Source: an optimization exercise on an open RTL-to-GDS flow (aim: small area, a short achievable clock period and few clock cycles). Production flows keep margins and buffers that such runs may drop.
In this exercise RTL edits were held to simulation tests only and were not proved equivalent to the original.
Power is estimated from default activity; no workload was simulated.

==> images/blocks.png <==
Drawn at 1 px/um. Other sequential cells in the stronger gray, the rest of the logic in the fainter gray.
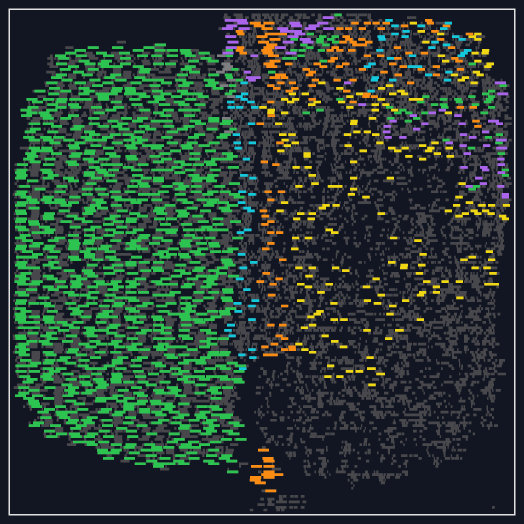
==> images/closeup.png <==
Region (227, 227) to (277, 277) um. Cells in gray, sequential cells in the stronger gray; small squares are vias.
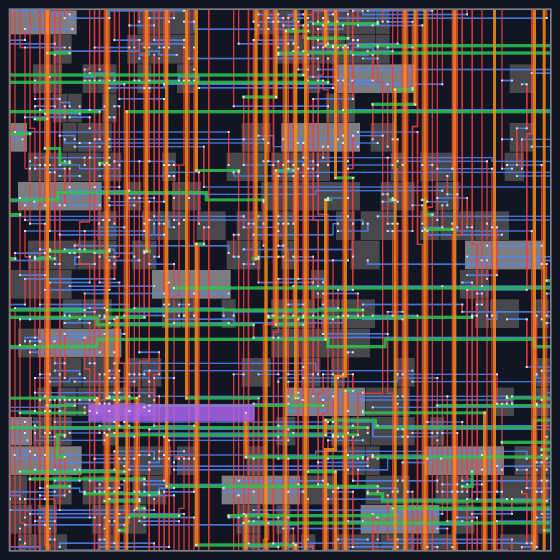
==> images/m4.png <==
Drawn at 1 px/um.
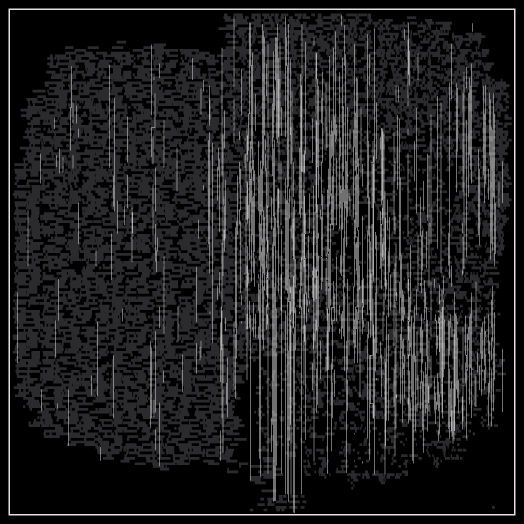
==> images/port_trees.png <==
Drawn at 1 px/um.
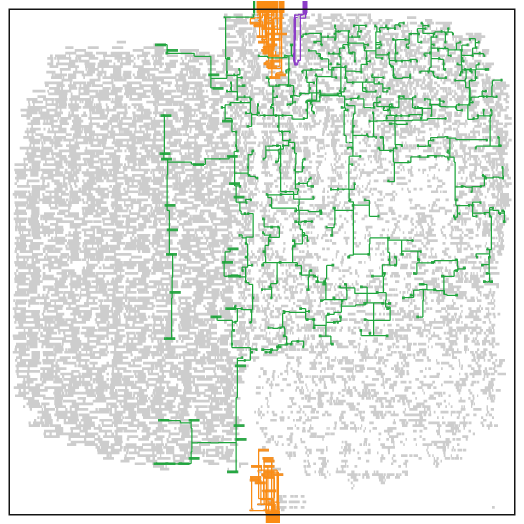
==> flow/design.v <==
module alu(
    input [32 - 1:0]  A,
    input [32 - 1:0]  B,
    input [12   - 1:0]  ALUop,
    output                     Overflow,
    output                     CarryOut,
    output                     Zero,
    output [32 - 1:0] Result
);
    wire                      op_add;
    wire                      op_sub;
    wire                      op_and;
    wire                      op_or;
    wire                      op_auipc;
    wire                      op_xor;
    wire                      op_slt;
    wire                      op_sltu;
    wire                      op_sll;
    wire                      op_srl;
    wire                      op_sra;
    wire                      op_lui;
    wire                       ext_A;
    wire [32      :0] A_tmp;
    wire [32      :0] B_tmp;
    wire [32   - 1:0] and_result;
    wire [32   - 1:0] or_result;
    wire [32   - 1:0] add_result;
    wire [32   - 1:0] sub_result;
    wire [32   - 1:0] auipc_result;
    wire [32   - 1:0] xor_result;
    wire [32   - 1:0] slt_result;
    wire [32   - 1:0] sltu_result;
    wire [32   - 1:0] sll_result;
    wire [32   - 1:0] srl_result;
    wire [32   - 1:0] sra_result;
    wire [32   - 1:0] lui_result;
    wire [64 - 1:0] sra_64;
    assign op_add   = ALUop[ 0];
    assign op_sub   = ALUop[ 1];
    assign op_and   = ALUop[ 2];
    assign op_or    = ALUop[ 3];
    assign op_auipc = ALUop[4];  
    assign op_xor   = ALUop[ 5];
    assign op_slt   = ALUop[ 6];
    assign op_sltu  = ALUop[ 7];
    assign op_sll   = ALUop[ 8];
    assign op_srl   = ALUop[ 9];
    assign op_sra   = ALUop[10];
    assign op_lui   = ALUop[11];
    assign ext_A = op_sub | op_slt | op_sltu ? 1'b1 : 1'b0;
    assign A_tmp = {ext_A, A};
    assign B_tmp = op_sub | op_slt | op_sltu ? {1'b0, ~B} + 33'b1 : {1'b0, B};
    assign {CarryOut, add_result} = A_tmp + B_tmp;
    assign sub_result = add_result;
    assign and_result = A & B;
    assign or_result  = A | B; 
    assign xor_result = A ^ B;
    assign slt_result[31:1] = 31'b0;
    assign slt_result[0] = (A[31] & ~B[31]) ||
                           (A[31] ~^ B[31]) && add_result[31];          
    assign sltu_result = {31'b0, CarryOut};
    assign sll_result = A << B[4:0];
    assign srl_result = A >> B[4:0];
    assign sra_64     = {{32{A[31]}}, A} >> B[4:0];
    assign sra_result = sra_64[31:0];
    assign lui_result = {B[19:0], 12'b0};
    assign auipc_result = A + lui_result;
    assign Overflow = !A[31] && !B[31] &&  add_result[31] && op_add ||
                       A[31] &&  B[31] && !add_result[31] && op_add ||
                      !A[31] &&  B[31] &&  sub_result[31] && op_sub ||
                       A[31] && !B[31] && !sub_result[31] && op_sub  ;
    assign Result = ({32{op_add} }   & add_result )   |
                    ({32{op_sub} }   & sub_result )   |
                    ({32{op_and} }   & and_result )   |
                    ({32{op_or } }   & or_result  )   |
                    ({32{op_auipc} } & auipc_result ) |
                    ({32{op_xor} }   & xor_result )   |
                    ({32{op_slt} }   & slt_result )   |
                    ({32{op_sltu}}   & sltu_result)   |
                    ({32{op_sll} }   & sll_result )   |
                    ({32{op_srl} }   & srl_result )   |
                    ({32{op_sra} }   & sra_result )   |
                    ({32{op_lui} }   & lui_result )   ;
    assign Zero = Result == 32'b0 ? 1'b1 : 1'b0;
endmodule
module reg_file(
    input                      clk,
    input                      rst,
    input  [5 - 1:0] waddr,
    input  [5 - 1:0] raddr1,
    input  [5 - 1:0] raddr2,
    input                      wen,
    input  [32 - 1:0] wdata,
    output [32 - 1:0] rdata1,
    output [32 - 1:0] rdata2
);
    reg [32 - 1:0] REG_Files [0:32 - 1];
    integer i;
    always@(posedge clk)
    begin
        if(rst) begin
            for(i = 0; i < 32; i = i + 1)
                REG_Files[i] <= 0;
        end
        else begin
            if(wen && waddr)
                REG_Files[waddr] <= wdata;
        end
    end
    assign rdata1 = REG_Files[raddr1];
    assign rdata2 = REG_Files[raddr2];
endmodule
module predictor(
    input clk,
    input rst,
    input cancle,
    output prdct_br_go
);
    reg [4:0] prdct_current_state;
    reg [4:0] prdct_next_state;
    always@(posedge clk) begin
        if(rst)
            prdct_current_state <= 5'b00001;
        else
            prdct_current_state <= prdct_next_state;
    end
    always@(*) begin
        case(prdct_current_state)
            5'b00001  : begin
                prdct_next_state = 5'b00010;
            end
            5'b00010 : begin
                if(cancle)
                    prdct_next_state = 5'b00100;
                else
                    prdct_next_state = 5'b00010;
            end
            5'b00100 : begin
                if(cancle)
                    prdct_next_state = 5'b10000;
                else
                    prdct_next_state = 5'b00010;
            end
            5'b10000  : begin
                if(cancle)
                    prdct_next_state = 5'b00100;
                else
                    prdct_next_state = 5'b01000;
            end
            5'b01000  : begin
                if(cancle)
                    prdct_next_state = 5'b10000;
                else
                    prdct_next_state = 5'b01000;
            end
            default : begin
                prdct_next_state = 5'b00001;
            end
        endcase
    end
    assign prdct_br_go = prdct_current_state == 5'b00010 || prdct_current_state == 5'b00100 ? 1'b1 : 1'b0;
endmodule
module if_stage(
    input  clk,
    input  rst,
    output reg [31:0] pc,
    output Inst_Req_Valid,
    input  Inst_Req_Ready,
    input  Inst_Valid,
    output Inst_Ready,
    input [31:0] Instruction,
    input  [33 - 1 : 0] br_info,
    input cancle,
    input [31:0] real_pc,
    input  id_allowin,
    output if_to_id_valid,
    output [64 - 1 : 0] if_to_id_data,
    output reg [31:0] Cancle_cnt
);
    reg  [ 4:0] if_current_state;
    reg  [ 4:0] if_next_state; 
    wire        br_go;
    wire [31:0] br_target;
    wire [31:0] next_pc;     
    reg  if_valid;
    wire if_allowin;
    wire to_if_valid;
    wire if_ready_go;
    reg [31:0] inst_reg;
    reg        refresh;
    always@(posedge clk) begin
        if(rst)
            if_current_state <= 5'b00001;
        else
            if_current_state <= if_next_state;
    end
    always@(*) begin
        case(if_current_state)
            5'b00001 : begin
                if_next_state = 5'b00010;
            end
            5'b00010   : begin                
                if(Inst_Req_Valid && Inst_Req_Ready)
                    if_next_state = 5'b00100;
                else
                    if_next_state = 5'b00010;
            end
            5'b00100   : begin
                if(Inst_Ready && Inst_Valid)
                    if_next_state = 5'b10000;
                else
                    if_next_state = 5'b00100;
            end
            5'b10000   : begin
                if(id_allowin)
                    if_next_state = 5'B01000;
                else
                    if_next_state = 5'b10000;
            end
            5'B01000  : begin
                if(id_allowin)
                    if_next_state = 5'b00010;
                else
                    if_next_state = 5'B01000;
            end
            default : begin
                if_next_state = 5'b00001;
            end
        endcase
    end
    always@(posedge clk) begin
        if(rst)
            if_valid <= 1'b0;
        else begin
            if(cancle)
                if_valid <= 1'b0;
            else if(if_allowin && !refresh)
                if_valid <= to_if_valid;
        end
    end
    always@(posedge clk) begin
        if(rst)
            pc <= 32'hfffffffc;
        else begin
            if(if_allowin && to_if_valid && if_next_state == 5'b00010) begin
                if(refresh)
                    pc <= real_pc;
                else
                    pc <= next_pc;
            end
        end
    end
    always@(posedge clk) begin
        if(Inst_Valid && if_valid)
            inst_reg <= Instruction;
    end
    always@(posedge clk) begin
        if(cancle)
            refresh <= 1'b1;
        else begin
            if(if_next_state == 5'b00010)
                refresh <= 1'b0;
        end
    end
    always@(posedge clk) begin
        if(rst)
            Cancle_cnt <= 1'b0;
        else begin
            if(cancle)
                Cancle_cnt <= Cancle_cnt + 1;
        end
    end
    assign {br_go, br_target} = br_info;
    assign next_pc = br_go ? br_target : pc + 4;
    assign Inst_Req_Valid = if_current_state == 5'b00010;
    assign Inst_Ready = if_current_state == 5'b00100 || if_current_state == 5'b00001;
    assign if_allowin = !if_valid || if_ready_go && id_allowin;
    assign to_if_valid = ~rst;
    assign if_ready_go = (if_current_state == 5'b10000 || if_current_state == 5'B01000) && !refresh;
    assign if_to_id_valid = if_valid && if_ready_go && !cancle;
    assign if_to_id_data = {
                            pc      ,    
                            inst_reg     
                           };
endmodule
module id_stage(
    input  clk,
    input  rst,
    input cancle,
    output [33 - 1 : 0] br_info,
    input  if_to_id_valid,
    input [64 - 1 : 0] if_to_id_data,
    input  exe_allowin,
    output id_allowin,
    output id_to_exe_valid,
    output [194 - 1 : 0] id_to_exe_data,
    input [38 - 1 : 0] wb_to_rf_data,
    input [71 - 1 : 0] exe_to_id_fw_data,
    input [72 - 1 : 0] mem_to_id_fw_data,
    input [70  - 1 : 0] wb_to_id_fw_data
);
    reg  id_valid;
    wire id_ready_go;
    wire [31:0] id_pc;
    wire [31:0] id_inst;
    reg [64 - 1 : 0] if_to_id_data_reg;
    wire        rf_wen;      
    wire [ 4:0] dest;
    wire        dest_valid;
    wire        wb_rf_wen;
    wire [ 4:0] wb_rf_waddr;
    wire [31:0] wb_rf_wdata;
    wire [31:0] rf_rdata1;
    wire [31:0] rf_rdata2;
    wire        br_go;
    wire        prdct_br_go;
    wire [31:0] br_target;
    wire [ 5:0] br_op;
    wire        beq;
    wire        bne;
    wire        blt;
    wire        bge;
    wire        bltu;
    wire        bgeu;
    wire r_type;
    wire i_type;
    wire s_type;
    wire b_type;
    wire u_type;
    wire j_type;
    wire [ 4:0] rs1   ;
    wire [ 4:0] rs2   ;
    wire [ 4:0] rd    ;
    wire [ 6:0] opcode;
    wire [ 2:0] funct3;
    wire [ 6:0] funct7;
    wire [11:0] aluop;
    wire is_load;
    wire [4:0] load_op;
    wire [2:0] store_op;
    wire lb;
    wire lbu;
    wire lh;
    wire lhu;
    wire lw;
    wire sb;
    wire sh;
    wire sw;
    wire src1_is_pc;
    wire src2_is_4;
    wire src2_is_imm;
    wire [31:0] alu_src1;
    wire [31:0] alu_src2;
    wire [31:0] rs1_value;
    wire [31:0] rs2_value;
    wire [31:0] s_type_imm;
    wire [31:0] i_type_imm;
    wire [31:0] b_type_imm;
    wire [31:0] u_type_imm;
    wire [31:0] j_type_imm;
    wire [31:0] final_imm;
    wire rs1_eq_rs2;
    wire rs1_ne_rs2;
    wire rs1_lt_rs2;
    wire rs1_ge_rs2;
    wire rs1_ltu_rs2;
    wire rs1_geu_rs2;
    wire [31:0] exe_pc;
    wire [31:0] mem_pc;
    wire [31:0] wb_pc;
    wire exe_valid;
    wire mem_valid;
    wire wb_valid;
    wire [ 4:0] exe_dest;
    wire [ 4:0] mem_dest;
    wire [ 4:0] wb_dest;
    wire [31:0] exe_data;
    wire [31:0] mem_data;
    wire [31:0] wb_data;
    wire exe_is_load;
    wire mem_is_load;
    wire mem_ready_go;
    wire exe_related;
    wire mem_related;
    wire wb_related;
    wire block;
    wire jump;
    wire [31:0] mem_wdata;
    always@(posedge clk) begin
        if(rst)
            if_to_id_data_reg <= 0;
        else begin 
            if(if_to_id_valid && id_allowin)
                if_to_id_data_reg <= if_to_id_data;
        end
    end
    always@(posedge clk) begin
        if(rst)
            id_valid <= 1'b0;
        else begin
            if(cancle)
                id_valid <= 1'b0;
            else if(id_allowin)
                id_valid <= if_to_id_valid;
        end
    end
    assign block = (exe_is_load && exe_related) || (mem_is_load && mem_related && !mem_ready_go);
    assign id_ready_go = !block && !cancle;
    assign id_allowin = !id_valid || id_ready_go && exe_allowin;
    assign id_to_exe_valid = id_valid && id_ready_go;
    assign {
            id_pc  ,  
            id_inst
           } = if_to_id_data_reg; 
    assign rs1    = id_inst[19:15];
    assign rs2    = id_inst[24:20];
    assign rd     = id_inst[11: 7];
    assign opcode = id_inst[ 6: 0];
    assign funct3 = id_inst[14:12];
    assign funct7 = id_inst[31:25];
    assign r_type = opcode == 7'b0110011;
    assign i_type = opcode == 7'b1100111 ||
                    opcode == 7'b0000011 ||
                    opcode == 7'b0010011  ;
    assign s_type = opcode == 7'b0100011;
    assign b_type = opcode == 7'b1100011;
    assign u_type = opcode == 7'b0110111 ||
                    opcode == 7'b0010111  ;
    assign j_type = opcode == 7'b1101111;
    assign aluop[ 0] = r_type && funct3 == 3'b000 && funct7 == 7'b0000000 ||
                       i_type && opcode == 7'b1100111                     ||
                       i_type && opcode == 7'b0000011                     ||
                       i_type && opcode == 7'b0010011 && funct3 == 3'b000 ||
                       s_type                                             ||
                       j_type ;
    assign aluop[ 1] = r_type && funct3 == 3'b000 && funct7 == 7'b0100000 ||
                       b_type && funct3 == 3'b000                         ||
                       b_type && funct3 == 3'b001 ;
    assign aluop[ 2] = r_type && funct3 == 3'b111 && funct7 == 7'b0000000 ||
                       i_type && funct3 == 3'b111 && opcode == 7'b0010011 ;
    assign aluop[ 3] = r_type && funct3 == 3'b110 && funct7 == 7'b0000000 ||
                       i_type && funct3 == 3'b110 && opcode == 7'b0010011 ;
    assign aluop[ 4] = u_type && opcode == 7'b0010111;
    assign aluop[ 5] = r_type && funct3 == 3'b100 && funct7 == 7'b0000000 ||
                       i_type && funct3 == 3'b100 && opcode == 7'b0010011 ;
    assign aluop[ 6] = r_type && funct3 == 3'b010 && funct7 == 7'b0000000 ||
                       i_type && funct3 == 3'b010 && opcode == 7'b0010011 ||
                       b_type && funct3 == 3'b100                         ||
                       b_type && funct3 == 3'b101 ;
    assign aluop[ 7] = r_type && funct3 == 3'b011 && funct7 == 7'b0000000 ||
                       i_type && funct3 == 3'b011 && opcode == 7'b0010011 ||
                       b_type && funct3 == 3'b110                         ||
                       b_type && funct3 == 3'b111 ;
    assign aluop[ 8] = r_type && funct3 == 3'b001 && funct7 == 7'b0000000 ||
                       i_type && funct3 == 3'b001 && funct7 == 7'b0000000 && opcode == 7'b0010011 ;
    assign aluop[ 9] = r_type && funct3 == 3'b101 && funct7 == 7'b0000000 ||
                       i_type && funct3 == 3'b101 && funct7 == 7'b0000000 && opcode == 7'b0010011;
    assign aluop[10] = r_type && funct3 == 3'b101 && funct7 == 7'b0100000 ||
                       i_type && funct3 == 3'b101 && funct7 == 7'b0100000 && opcode == 7'b0010011 ;
    assign aluop[11] = u_type && opcode == 7'b0110111;  
    assign src1_is_pc = j_type ||
                        i_type && opcode == 7'b1100111 ||
                        u_type && opcode == 7'b0010111  ;
    assign src2_is_4 = j_type ||
                       i_type && opcode == 7'b1100111;
    assign src2_is_imm = i_type && opcode != 7'b1100111 ||
                         s_type                         ||
                         u_type ;
    assign alu_src1 = src1_is_pc ? id_pc : rs1_value;
    assign alu_src2 = src2_is_imm ? final_imm :
                      src2_is_4   ? 32'h4     :
                      rs2_value   ;
    assign i_type_imm = {{20{id_inst[31]}}, id_inst[31:20]};
    assign s_type_imm = {{20{id_inst[31]}}, id_inst[31:25], id_inst[11:7]};
    assign b_type_imm = {{20{id_inst[31]}}, id_inst[7], id_inst[30:25], id_inst[11:8], 1'b0};
    assign u_type_imm = {{12{id_inst[31]}}, id_inst[31:12]};
    assign j_type_imm = {{12{id_inst[31]}}, id_inst[19:12], id_inst[20], id_inst[30:25], id_inst[24:21], 1'b0};
    assign final_imm = {32{i_type}} & i_type_imm |
                       {32{s_type}} & s_type_imm |
                       {32{b_type}} & b_type_imm |
                       {32{u_type}} & u_type_imm |
                       {32{j_type}} & j_type_imm ;
    assign rf_wen = r_type || i_type || u_type || j_type;
    assign dest = rd;
    assign is_load = i_type && opcode == 7'b0000011;
    assign is_store = s_type;
    assign lb  = is_load && funct3 == 3'b000;
    assign lbu = is_load && funct3 == 3'b100;
    assign lh  = is_load && funct3 == 3'b001;
    assign lhu = is_load && funct3 == 3'b101;
    assign lw  = is_load && funct3 == 3'b010;
    assign sb = s_type && funct3 == 3'b000;
    assign sh = s_type && funct3 == 3'b001;
    assign sw = s_type && funct3 == 3'b010;
    assign load_op = {lb, lbu, lh, lhu, lw};
    assign store_op = {sb, sh, sw};
    assign mem_wdata = {32{sb}} & {4{rs2_value[ 7:0]}} |
                       {32{sh}} & {2{rs2_value[15:0]}} |
                       {32{sw}} &    rs2_value         ;
    assign id_to_exe_data = {
                             jump      ,    
                             br_go     ,    
                             br_target ,    
                             br_op     ,    
                             store_op  ,    
                             load_op   ,    
                             dest      ,    
                             rf_wen    ,    
                             mem_wdata ,    
                             alu_src2  ,    
                             alu_src1  ,    
                             aluop     ,    
                             id_pc          
                            };  
    assign {exe_pc, exe_is_load, exe_valid, exe_dest, exe_data} = exe_to_id_fw_data;
    assign {mem_pc, mem_ready_go, mem_is_load, mem_valid, mem_dest, mem_data} = mem_to_id_fw_data;
    assign {wb_pc, wb_valid , wb_dest , wb_data} = wb_to_id_fw_data ;
    assign exe_related = (rs1 == exe_dest || rs2 == exe_dest) && exe_dest != 5'b00000 && exe_valid && exe_pc != id_pc;
    assign mem_related = (rs1 == mem_dest || rs2 == mem_dest) && mem_dest != 5'b00000 && mem_valid && mem_pc != id_pc;
    assign wb_related  = (rs1 == wb_dest  || rs2 == wb_dest ) && wb_dest  != 5'b00000 && wb_valid  && wb_pc  != id_pc;
    assign rs1_value = (exe_dest == rs1 && exe_dest != 5'b00000 && exe_valid && exe_pc != id_pc) ? exe_data :
                       (mem_dest == rs1 && mem_dest != 5'b00000 && mem_valid && mem_pc != id_pc) ? mem_data :
                       (wb_dest  == rs1 && wb_dest  != 5'b00000 && wb_valid  && wb_pc  != id_pc) ? wb_data  :
                                                                                                   rf_rdata1;
    assign rs2_value = (exe_dest == rs2 && exe_dest != 5'b00000 && exe_valid && exe_pc != id_pc) ? exe_data :
                       (mem_dest == rs2 && mem_dest != 5'b00000 && mem_valid && mem_pc != id_pc) ? mem_data :
                       (wb_dest  == rs2 && wb_dest  != 5'b00000 && wb_valid  && wb_pc  != id_pc) ? wb_data  :
                                                                                                   rf_rdata2;
    assign {
            wb_rf_wen  ,
            wb_rf_waddr,
            wb_rf_wdata
           } = wb_to_rf_data;
    assign jump = i_type && opcode == 7'b1100111 || j_type;
    assign br_go = jump ? 1'b1 : prdct_br_go && b_type;
    assign br_target = (i_type && opcode == 7'b1100111) ? final_imm + rs1_value :
                                     final_imm + id_pc     ;
    assign br_info = {br_go, br_target};
    assign beq  = b_type && funct3 == 3'b000;
    assign bne  = b_type && funct3 == 3'b001;
    assign blt  = b_type && funct3 == 3'b100;
    assign bge  = b_type && funct3 == 3'b101;
    assign bltu = b_type && funct3 == 3'b110;
    assign bgeu = b_type && funct3 == 3'b111;
    assign br_op = {beq, bne, blt, bge, bltu, bgeu};
    reg_file cpu_register(
        .clk   (clk        ),
        .rst   (rst        ),
        .waddr (wb_rf_waddr),
        .raddr1(rs1        ),
        .raddr2(rs2        ),
        .wen   (wb_rf_wen  ),
        .wdata (wb_rf_wdata),
        .rdata1(rf_rdata1  ),
        .rdata2(rf_rdata2  )
    );
    predictor cpu_predictor(
        .clk        (clk        ),
        .rst        (rst        ),
        .cancle     (cancle     ),
        .prdct_br_go(prdct_br_go)
    );
endmodule
module exe_stage(
    input  clk,
    input  rst,
    output cancle,
    output [31:0] real_pc,
    input  id_to_exe_valid,
    input [194 - 1 : 0] id_to_exe_data,
    input  mem_allowin,
    output exe_allowin,
    output exe_to_mem_valid,
    output [111 - 1 : 0] exe_to_mem_data,
    output [71 - 1 : 0] exe_to_id_fw_data
);
    reg  exe_valid;
    wire exe_ready_go;
    wire [31:0] exe_pc;
    reg [194 - 1 : 0] id_to_exe_data_reg;
    wire        exe_rf_wen;
    wire [ 4:0] exe_dest;
    wire [11:0] aluop;
    wire [31:0] alu_src1;
    wire [31:0] alu_src2;
    wire [31:0] alu_result;
    wire [31:0] exe_alu_result;
    wire        zero;
    wire        overflow;
    wire        carryout;
    wire [31:0] mem_wdata;
    wire [31:0] exe_br_target;
    wire [ 4:0] exe_load_op;
    wire [ 2:0] exe_store_op;
    wire [ 5:0] br_op;
    wire        beq;
    wire        bne;
    wire        blt;
    wire        bge;
    wire        bltu;
    wire        bgeu;
    wire        id_br_go;
    wire        exe_br_go;
    wire        id_is_br;
    wire        predict_wrong;
    wire        exe_is_load;
    reg         up_cancle;
    wire        jump;
    always@(posedge clk) begin
        if(id_to_exe_data != id_to_exe_data_reg)
            up_cancle <= 1'b1;
        else
            up_cancle <= 1'b0;
    end
    always@(posedge clk) begin
        if(rst)
            id_to_exe_data_reg <= 0;
        else begin
            if(id_to_exe_valid && exe_allowin)
                id_to_exe_data_reg <= id_to_exe_data;
        end
    end
    always@(posedge clk) begin
        if(rst)
            exe_valid <= 1'b0;
        else begin
            if(exe_allowin)
                exe_valid <= id_to_exe_valid;
        end
    end
    assign exe_ready_go = 1'b1;
    assign exe_allowin = !exe_valid || exe_ready_go && mem_allowin;
    assign exe_to_mem_valid = exe_valid && exe_ready_go;
    assign {
            jump         ,
            id_br_go     ,
            exe_br_target,
            br_op        ,
            exe_store_op ,
            exe_load_op  ,
            exe_dest     ,
            exe_rf_wen   ,
            mem_wdata    ,
            alu_src2     ,
            alu_src1     ,
            aluop        ,
            exe_pc
           } = id_to_exe_data_reg;
    assign rs1_eq_rs2 = zero;
    assign rs1_ne_rs2 = !zero;
    assign rs1_lt_rs2 = alu_result[0];
    assign rs1_ge_rs2 = !alu_result[0];
    assign rs1_ltu_rs2 = alu_result[0];
    assign rs1_geu_rs2 = !alu_result[0];
    assign {beq, bne, blt, bge, bltu, bgeu} = br_op;
    assign exe_br_go = jump                ||
                       beq  && rs1_eq_rs2  ||
                       bne  && rs1_ne_rs2  ||
                       blt  && rs1_lt_rs2  ||
                       bge  && rs1_ge_rs2  ||
                       bltu && rs1_ltu_rs2 ||
                       bgeu && rs1_geu_rs2  ;
    assign predict_wrong = id_br_go != exe_br_go;
    assign cancle = predict_wrong && up_cancle;
    assign real_pc = exe_br_go ? exe_br_target : exe_pc + 4;
    assign id_is_br = |br_op;
    assign exe_to_mem_data = {
                              id_is_br         ,   
                              exe_store_op  ,   
                              exe_load_op   ,   
                              exe_dest      ,   
                              exe_rf_wen    ,   
                              mem_wdata     ,   
                              exe_alu_result,   
                              exe_pc            
                             };
    assign exe_alu_result = alu_result;
    assign exe_is_load = |exe_load_op;
    assign exe_to_id_fw_data = {exe_pc, exe_is_load, exe_valid & exe_rf_wen, exe_dest, exe_alu_result};
    alu cpu_alu(
        .A       (alu_src1  ),
        .B       (alu_src2  ),
        .ALUop   (aluop     ),
        .Overflow(overflow  ),
        .CarryOut(carryout  ),
        .Zero    (zero      ),
        .Result  (alu_result)
    );
endmodule
module mem_stage(
    input  clk,
    input  rst,
    output [31:0] Address,
    output MemWrite,
    output MemRead,
    input  Mem_Req_Ready,
    output Read_data_Ready,
    input  Read_data_Valid,
    input  [31:0] Read_data,
    output [31:0] Write_data,
    output [ 3:0] Write_strb,
    input  exe_to_mem_valid,
    input [111 - 1 : 0] exe_to_mem_data,
    input  wb_allowin,
    output mem_allowin,
    output mem_to_wb_valid,
    output [72 - 1 : 0] mem_to_wb_data,
    output [72 - 1 : 0] mem_to_id_fw_data
);
    reg [ 4:0] mem_current_state;
    reg [ 4:0] mem_next_state;
    reg  mem_valid;
    wire mem_ready_go;
    wire [31:0] mem_pc;
    reg [111 - 1 : 0] exe_to_mem_data_reg;
    wire        mem_rf_wen;
    wire [ 4:0] mem_dest;
    wire [31:0] mem_alu_result;
    wire        mem_is_br;
    wire        mem_inst;
    wire [31:0] mem_wdata;
    wire [ 4:0] mem_load_op;
    wire [ 2:0] mem_store_op;
    wire        mem_load;
    wire        mem_store;
    wire        lb;
    wire        lh;
    wire        lbu;
    wire        lhu;
    wire        lw;
    wire [31:0] load_result;
    reg         read_data_req;
    reg         write_data_req;
    reg         read_data_ready;
    reg  [31:0] read_data_reg;
    wire [ 3:0] addr_low;
    wire [ 7:0] lb_lbu_origin;
    wire [15:0] lh_lhu_origin;
    wire [31:0] lw_result;
    wire [31:0] lb_result;
    wire [31:0] lbu_result;
    wire [31:0] lh_result;
    wire [31:0] lhu_result;
    wire [31:0] load_reuslt;
    wire [31:0] mem_result;
    always@(posedge clk) begin
        if(rst)
            mem_current_state <= 5'b00001;
        else
            mem_current_state <= mem_next_state;
    end
    always@(*) begin
        case(mem_current_state)
            5'b00001 : begin
                mem_next_state = 5'b00010;
            end
            5'b00010  : begin
                if(mem_load || mem_store)
                    mem_next_state = 5'b00100;
                else
                    mem_next_state = 5'b10000;
            end
            5'b00100  : begin
                if(mem_load && Mem_Req_Ready)
                    mem_next_state = 5'b01000;
                else if(mem_store && Mem_Req_Ready)
                    mem_next_state = 5'b10000;
                else
                    mem_next_state = 5'b00100;
            end
            5'b01000  : begin
                if(Read_data_Ready && Read_data_Valid)
                    mem_next_state = 5'b10000;
                else
                    mem_next_state = 5'b01000;
            end
            5'b10000   : begin
                if(mem_allowin && (exe_to_mem_data != exe_to_mem_data_reg))
                    mem_next_state = 5'b00010;
                else
                    mem_next_state = 5'b10000;
            end
            default : begin
                mem_next_state = 5'b00001;
            end
        endcase
    end
    always@(posedge clk) begin
        if(rst)
            exe_to_mem_data_reg <= 0;
        else begin
            if(exe_to_mem_valid && mem_allowin)
                exe_to_mem_data_reg <= exe_to_mem_data;
        end
    end
    always@(posedge clk) begin
        if(rst)
            mem_valid <= 1'b0;
        else begin
            if(mem_allowin)
                mem_valid <= exe_to_mem_valid;
        end
    end
    always@(posedge clk) begin
        if(Read_data_Valid)
            read_data_reg <= Read_data;
    end
    always@(posedge clk) begin
        if(rst)
            read_data_ready <= 1'b1;
        else begin
            if(Mem_Req_Ready)
                read_data_ready <= 1'b1;
            else if(Read_data_Valid)
                read_data_ready <= 1'b0;
            else
                read_data_ready <= 1'b0;
        end
    end
    assign mem_ready_go = mem_current_state == 5'b10000 && mem_valid;
    assign mem_allowin = !mem_valid || mem_ready_go && wb_allowin;
    assign mem_to_wb_valid = mem_valid && mem_ready_go;
    assign {lb, lbu, lh, lhu, lw} = mem_load_op;
    assign {sb, sh, sw} = mem_store_op;
    assign mem_load = |mem_load_op;
    assign mem_store = |mem_store_op;
    assign MemWrite = mem_store && mem_current_state == 5'b00100;
    assign MemRead  = mem_load && mem_current_state == 5'b00100;
    assign Read_data_Ready = mem_current_state == 5'b01000 || mem_current_state == 5'b00001;
    assign {
            mem_is_br,
            mem_store_op,
            mem_load_op,
            mem_dest,
            mem_rf_wen,
            mem_wdata,
            mem_alu_result,
            mem_pc
           } = exe_to_mem_data_reg;
    assign Address = {mem_alu_result[31:2], 2'b0};
    assign addr_low[0] = mem_alu_result[1:0] == 2'b00;
    assign addr_low[1] = mem_alu_result[1:0] == 2'b01;
    assign addr_low[2] = mem_alu_result[1:0] == 2'b10;
    assign addr_low[3] = mem_alu_result[1:0] == 2'b11;
    assign lb_lbu_origin = ({8{addr_low[0]}} & read_data_reg[ 7:0 ]) |
                           ({8{addr_low[1]}} & read_data_reg[15:8 ]) |
                           ({8{addr_low[2]}} & read_data_reg[23:16]) |
                           ({8{addr_low[3]}} & read_data_reg[31:24]) ;
    assign lh_lhu_origin = ({16{addr_low[3] | addr_low[2]}} & read_data_reg[31:16]) |
                           ({16{addr_low[1] | addr_low[0]}} & read_data_reg[15:0 ]) ;
    assign lb_result  = {{24{lb_lbu_origin[ 7]}}, lb_lbu_origin};
    assign lbu_result = {24'b0, lb_lbu_origin};
    assign lh_result  = {{16{lh_lhu_origin[15]}}, lh_lhu_origin};
    assign lhu_result = {16'b0, lh_lhu_origin};
    assign lw_result  = read_data_reg;
    assign load_result = {32{lb }} & lb_result  |
                         {32{lh }} & lh_result  |
                         {32{lw }} & lw_result  |
                         {32{lbu}} & lbu_result |
                         {32{lhu}} & lhu_result ;
    assign Write_data = mem_wdata;
    assign Write_strb = {4{sb}} & addr_low |
                        {4{sw}} & 4'b1111  |
                        {4{sh}} & {{2{addr_low[3] | addr_low[2]}}, {2{addr_low[1] | addr_low[0]}}};
    assign mem_result = mem_load ? load_result : mem_alu_result;
    assign mem_inst = mem_load || mem_store;
    assign mem_to_wb_data = {
                             mem_inst    ,   
                             mem_is_br   ,   
                             mem_dest    ,   
                             mem_rf_wen  ,   
                             mem_result  ,   
                             mem_pc          
                            };
    assign mem_to_id_fw_data = {
                                mem_pc,
                                mem_ready_go, 
                                mem_load, 
                                mem_valid && mem_rf_wen, 
                                mem_dest, 
                                mem_result
                               };
endmodule
module wb_stage(
    input  clk,
    input  rst,
    input mem_to_wb_valid,
    input [72 - 1 : 0] mem_to_wb_data,
    output wb_allowin,
    output [38 - 1 : 0] wb_to_rf_data,
    output [70 - 1 : 0] wb_to_id_fw_data,
    input inst_retired_fifo_full,
    output inst_retire_valid,
    output [70 - 1 : 0] inst_retired,
    output reg [31:0] Valid_inst_cnt,
    output reg [31:0] Br_inst_cnt,
    output reg [31:0] Mem_inst_cnt
);
    reg  wb_valid;
    wire wb_ready_go;
    reg  wb_update;
    wire [31:0] wb_pc;
    wire wb_is_br;
    wire wb_is_mem;
    reg [72 - 1 : 0] mem_to_wb_data_reg;
    wire        wb_rf_wen;
    wire [ 4:0] wb_dest;
    wire [31:0] wb_rf_wdata;
    reg         inst_retire_valid_reg;
    reg         up_retire_valid;
    reg [ 4:0] wb_current_state;
    reg [ 4:0] wb_next_state;
    always@(posedge clk) begin
        if(rst)
            wb_current_state <= 5'b00001;
        else
            wb_current_state <= wb_next_state;
    end
    always@(*) begin
        case(wb_current_state)
            5'b00001 : begin
                wb_next_state = 5'b10000;
            end
            5'b10000   : begin
                if(inst_retired_fifo_full)
                    wb_next_state = 5'b00010;
                else
                    wb_next_state = 5'b10000;
            end
            5'b00010 : begin
                if(inst_retired_fifo_full)
                    wb_next_state = 5'b00010;
                else
                    wb_next_state = 5'b10000;
            end
            default : begin
                wb_next_state = 5'b00001;
            end
        endcase
    end
    always@(posedge clk) begin
        if(rst)
            mem_to_wb_data_reg <= 0;
        else begin
            if(mem_to_wb_valid && wb_allowin)
                mem_to_wb_data_reg <= mem_to_wb_data;
        end
    end
    always@(posedge clk) begin
        if(rst)
            wb_valid <= 1'b0;
        else begin
            if(wb_allowin)
                wb_valid <= mem_to_wb_valid;
        end
    end
    always@(posedge clk) begin
        if(rst)
            wb_update <= 1'b0;
        else begin
            if(mem_to_wb_data != mem_to_wb_data_reg && mem_to_wb_valid && wb_allowin)
                wb_update <= 1'b1;
            else if(inst_retire_valid && !inst_retired_fifo_full)
                wb_update <= 1'b0;
        end
    end
    always@(posedge clk) begin
        if(rst)
            inst_retire_valid_reg <= 1'b0;
        else begin
            if(mem_to_wb_data != mem_to_wb_data_reg && !inst_retired_fifo_full)
                inst_retire_valid_reg <= 1'b1;
            else if(wb_update && !inst_retired_fifo_full)  
                inst_retire_valid_reg <= 1'b1;
            else
                inst_retire_valid_reg <= 1'b0;
        end
    end
    always@(posedge clk) begin
        if(mem_to_wb_data != mem_to_wb_data_reg)
            up_retire_valid <= 1'b1;
        else
            up_retire_valid <= 1'b0;
    end
    always@(posedge clk) begin
        if(rst)
            Valid_inst_cnt <= 1'b0;
        else begin
            if(inst_retire_valid)
                Valid_inst_cnt <= Valid_inst_cnt + 1;
        end     
    end
    always@(posedge clk) begin
        if(rst)
            Br_inst_cnt <= 1'b0;
        else begin
            if(inst_retire_valid && wb_is_br)
                Br_inst_cnt <= Br_inst_cnt + 1;
        end     
    end
    always@(posedge clk) begin
        if(rst)
            Mem_inst_cnt <= 1'b0;
        else begin
            if(inst_retire_valid && wb_is_mem)
                Mem_inst_cnt <= Mem_inst_cnt + 1;
        end
    end
    assign inst_retired = {wb_pc, wb_rf_wen, wb_dest, wb_rf_wdata};
    assign wb_ready_go = !inst_retired_fifo_full && wb_valid && wb_current_state == 5'b10000;
    assign wb_allowin = !wb_valid || wb_ready_go;
    assign wb_to_rf_data = {wb_rf_wen, wb_dest, wb_rf_wdata};
    assign inst_retire_valid = inst_retire_valid_reg && wb_valid && wb_update;  
    assign {
            wb_is_mem,
            wb_is_br,
            wb_dest,
            wb_rf_wen,
            wb_rf_wdata,
            wb_pc
           } = mem_to_wb_data_reg;
    assign wb_to_id_fw_data = {wb_pc, wb_valid && wb_rf_wen, wb_dest, wb_rf_wdata};
endmodule
module custom_cpu(
    input  rst,
    input  clk,
    output [31:0] PC,
    output Inst_Req_Valid,
    input  Inst_Req_Ready,
    input  [31:0] Instruction,
    input  Inst_Valid,
    output Inst_Ready,
    output [31:0] Address,
    output MemWrite,
    output [31:0] Write_data,
    output [3:0] Write_strb,
    output MemRead,
    input  Mem_Req_Ready,
    input  [31:0] Read_data,
    input  Read_data_Valid,
    output Read_data_Ready
);
    wire        inst_retire_valid_tmp;
    wire [69:0] inst_retired_tmp;
    wire        inst_retired_fifo_full_tmp;
    wire [33 - 1 : 0] br_info;
    wire [31:0] real_pc;
    wire cancle;
    wire id_allowin;
    wire exe_allowin;
    wire mem_allowin;
    wire wb_allowin;
    wire if_to_id_valid;
    wire id_to_exe_valid;
    wire exe_to_mem_valid;
    wire mem_to_wb_valid;
    wire [64   - 1 : 0] if_to_id_data;
    wire [194  - 1 : 0] id_to_exe_data;
    wire [111 - 1 : 0] exe_to_mem_data;
    wire [72 - 1 : 0] mem_to_wb_data;
    wire [38 - 1 : 0] wb_to_rf_data;
    wire [71 - 1 : 0] exe_to_id_fw_data;
    wire [72 - 1 : 0] mem_to_id_fw_data;
    wire [70  - 1 : 0] wb_to_id_fw_data;
    wire [31:0] Valid_inst_cnt;
    wire [31:0] Br_inst_cnt;
    wire [31:0] Cancle_cnt;
    wire [31:0] Mem_inst_cnt;
    if_stage top_if(
        .clk            (clk)           ,
        .rst            (rst)           ,
        .pc             (PC)            ,
        .Inst_Req_Valid (Inst_Req_Valid),
        .Inst_Req_Ready (Inst_Req_Ready),
        .Inst_Valid     (Inst_Valid)    ,
        .Inst_Ready     (Inst_Ready)    ,
        .Instruction    (Instruction)   ,
        .br_info        (br_info)       ,
        .cancle         (cancle)        ,
        .real_pc        (real_pc)       ,
        .id_allowin     (id_allowin)    ,
        .if_to_id_valid (if_to_id_valid),
        .if_to_id_data  (if_to_id_data) ,
        .Cancle_cnt     (Cancle_cnt)
    );
    id_stage top_id(
        .clk               (clk)              ,
        .rst               (rst)              ,
        .br_info           (br_info)          ,
        .cancle            (cancle)           ,
        .if_to_id_valid    (if_to_id_valid)   ,
        .if_to_id_data     (if_to_id_data)    ,
        .exe_allowin       (exe_allowin)      ,
        .id_allowin        (id_allowin)       ,
        .id_to_exe_valid   (id_to_exe_valid)  ,
        .id_to_exe_data    (id_to_exe_data)   ,
        .wb_to_rf_data     (wb_to_rf_data)    ,
        .exe_to_id_fw_data (exe_to_id_fw_data),
        .mem_to_id_fw_data (mem_to_id_fw_data),
        .wb_to_id_fw_data  (wb_to_id_fw_data) 
    );
    exe_stage top_exe(
        .clk               (clk)              ,
        .rst               (rst)              ,
        .cancle            (cancle)           ,
        .real_pc           (real_pc)          ,
        .id_to_exe_valid   (id_to_exe_valid)  ,
        .id_to_exe_data    (id_to_exe_data)   ,
        .mem_allowin       (mem_allowin)      ,
        .exe_allowin       (exe_allowin)      ,
        .exe_to_mem_valid  (exe_to_mem_valid) ,
        .exe_to_mem_data   (exe_to_mem_data)  ,
        .exe_to_id_fw_data (exe_to_id_fw_data)
	);
    mem_stage top_mem(
        .clk               (clk)              ,
        .rst               (rst)              ,
        .Address           (Address)          ,
        .MemWrite          (MemWrite)         ,
        .MemRead           (MemRead)          ,
        .Mem_Req_Ready     (Mem_Req_Ready)    ,
        .Read_data_Ready   (Read_data_Ready)  ,
        .Read_data_Valid   (Read_data_Valid)  ,
        .Read_data         (Read_data)        ,
        .Write_data        (Write_data)       ,
        .Write_strb        (Write_strb)       ,
        .exe_to_mem_valid  (exe_to_mem_valid) ,
        .exe_to_mem_data   (exe_to_mem_data)  ,
        .wb_allowin        (wb_allowin)       ,
        .mem_allowin       (mem_allowin)      ,
        .mem_to_wb_valid   (mem_to_wb_valid)  ,
        .mem_to_wb_data    (mem_to_wb_data)   ,
        .mem_to_id_fw_data (mem_to_id_fw_data)
	);
    wb_stage top_wb(
        .clk                    (clk)                       ,
        .rst                    (rst)                       ,
        .mem_to_wb_valid        (mem_to_wb_valid)           ,
        .mem_to_wb_data         (mem_to_wb_data)            ,
        .wb_allowin             (wb_allowin)                ,
        .wb_to_rf_data          (wb_to_rf_data)             ,
        .wb_to_id_fw_data       (wb_to_id_fw_data)          ,
        .inst_retired_fifo_full (inst_retired_fifo_full_tmp),
        .inst_retire_valid      (inst_retire_valid_tmp)     ,   
        .inst_retired           (inst_retired_tmp)          ,
        .Valid_inst_cnt         (Valid_inst_cnt)            ,
        .Br_inst_cnt            (Br_inst_cnt)               ,
        .Mem_inst_cnt           (Mem_inst_cnt)  
	);
    assign inst_retired_fifo_full_tmp = 1'b0;
endmodule
==> flow/run.sh <==
#!/bin/bash
# synth_recipe.tcl (not shown) runs the flow's synth.tcl, then flattens the netlist and writes it again
# the make line also repeats each setting of config.mk as NAME=value (left out here)
make -C /OpenROAD-flow-scripts/flow DESIGN_CONFIG=/design/flow/config.mk WORK_HOME=/design/flow/orfs CLKGATE_MAP_FILE= SYNTH_SCRIPT=/design/flow/synth_recipe.tcl finish
==> flow/config.mk <==
export PLATFORM = sky130hd
export DESIGN_NAME = custom_cpu
export DESIGN_NICKNAME = custom_cpu
export VERILOG_FILES = /design/flow/design.v
export SDC_FILE = /design/flow/constraint.sdc
export NUM_CORES = 4
export LEC_CHECK = 0
export CAP_MARGIN = 20
export CORE_MARGIN = 2
export CORE_UTILIZATION = 40
export SLEW_MARGIN = 20
==> flow/constraint.sdc <==
create_clock -name core_clock -period 11.0 [get_ports {clk}]
set_input_delay 2.2000 -clock core_clock [delete_from_list [all_inputs] [get_ports {clk}]]
set_output_delay 2.2000 -clock core_clock [all_outputs]
set_load 0.01 [all_outputs]
==> results.tsv <==
stage	metric	value	unit
cells_and_area	multi_input_gates	6517	
synth	post_synth_main_area_contributors	edfxtp_1, mux4_2, dfxtp_1	
clocking	clkLatencyLatePin	880	ps
route	highest_layer	met5	
timing	setup_viol	0	
status	run_status	timing/DRC/antenna clean	
setup_path	crit_start	top_exe.id_to_exe_data_reg[88]$_SDFFE_PP0P_	
pwr	powerDensity	127	nW/um2
place	pre_cts_ws	819	ps
flow_run	maxCapViolCount	0	
cells_and_area	nFillCells	22900	
cells_and_area	final_cell_mix	edfxtp_1, nand2_1, and2_1, mux4_2, nor2_1	
route	wl_per_cell	36.7	um
clocking	cts_root_buffer	clkbuf_16	
clocking	tritoncts	done	
global_route	grt.total_usage	35.0	%
cells_and_area	largest_class	multi-input combinational cells	
min_path	hold_end	top_exe.id_to_exe_data_reg[40]$_SDFFE_PP0P_	
cells_and_area	synthToLayoutAreaGrowth	10.9	%
global_route	grt_max_degree	107	
clocking	cts_htree_levels	4	
cells_and_area	multi_input_area	53100	um2
synth	synth_mux_area_share	18.7	%
setup_path	reg2reg_depth	35	
cells_and_area	design.seq.count	1593	
cells_and_area	fin_nets	9197	
pwr	swShare	25.9	%
route	drc	0	
setup_path	cp_slowest_stage_delay	690	ps
timing	fmax	96.2	MHz
clocking	cts-buffers-inserted	177	
setup_path	cp_num_cells	35	
pwr	p_leak	38.7	nW
cells_and_area	layout.nonclk_buf_share	4.33	%
Testbench counts, summed over its fixed seeds: cycles 175,804.
## Picture notes: blocks.png
legend:
  top_id:
    color: green
    placed_flops: 1094
  top_wb:
    color: cyan
    placed_flops: 73
  top_exe:
    color: yellow
    placed_flops: 196
  top_if:
    color: purple
    placed_flops: 71
  top_mem:
    color: orange
    placed_flops: 149
not colored: 10
die area: 254000 um2
post-route insts no fill: 12.5k
Layout Utilization: 44.6%

## Picture notes: closeup.png
legend:
  M5:
    color: purple
  M1:
    color: blue
  M2:
    color: red
  M4:
    color: orange
  M3:
    color: green
cells with their middle in the window: 160
netlist names of flops here include: top_mem.exe_to_mem_data_reg (7), top_wb.mem_to_wb_data_reg (4)
most frequent: a21oi_1 (22), nand2_1 (20), nor2_1 (18)
sequential cells in the window: 12

## Picture notes: m4.png
main direction: vertical
nets with wire on the layer: 432
wire length on this layer: 36.7 mm
longest straight run: 283 um
via count: 82.3k
Total Routed Length: 457000 um

## Picture notes: port_trees.png
legend:
  rst:
    color: green
    bits: 1
    direction: input
    end_cells: 484
    buffers: 7
    wire: 7000 um
  Read_data:
    color: orange
    bits: 32
    direction: input
    end_cells: 32
    buffers: 32
    wire: 1600 um
  Write_strb:
    color: purple
    bits: 4
    direction: output
    end_cells: 4
    buffers: 4
    wire: 236 um
port buffer count: 172
IO Count: 175

[separate check: timing with driven ports]
The results above use ideal ports. As a check the final layout listed here was re-extracted and re-timed, cells and wires unchanged.
Step 1: set_driving_cell puts a clkbuf_16 on clk and a buf_2 on each other input, an assumption about the parent block.
Step 2 also shifts input and output timing later by t, the mid clock arrival at the registers, as if the neighbouring blocks saw the same clock.
a / b / c = ideal ports / drivers / drivers and shift; a / b = the first two.
shift t [ns]: 0.931
setup slack, ns: 0.601 / 0.601 / 0.601
hold slack, ns: 0.457 / 0.457 / 0.457
worst setup path after step 2: register to register
worst data-port slew with drivers (ns): 0.06
After both steps this run still meets setup and hold. The setup slack of this run moves by 0.000 ns with the drivers and by 0.000 ns with both steps.
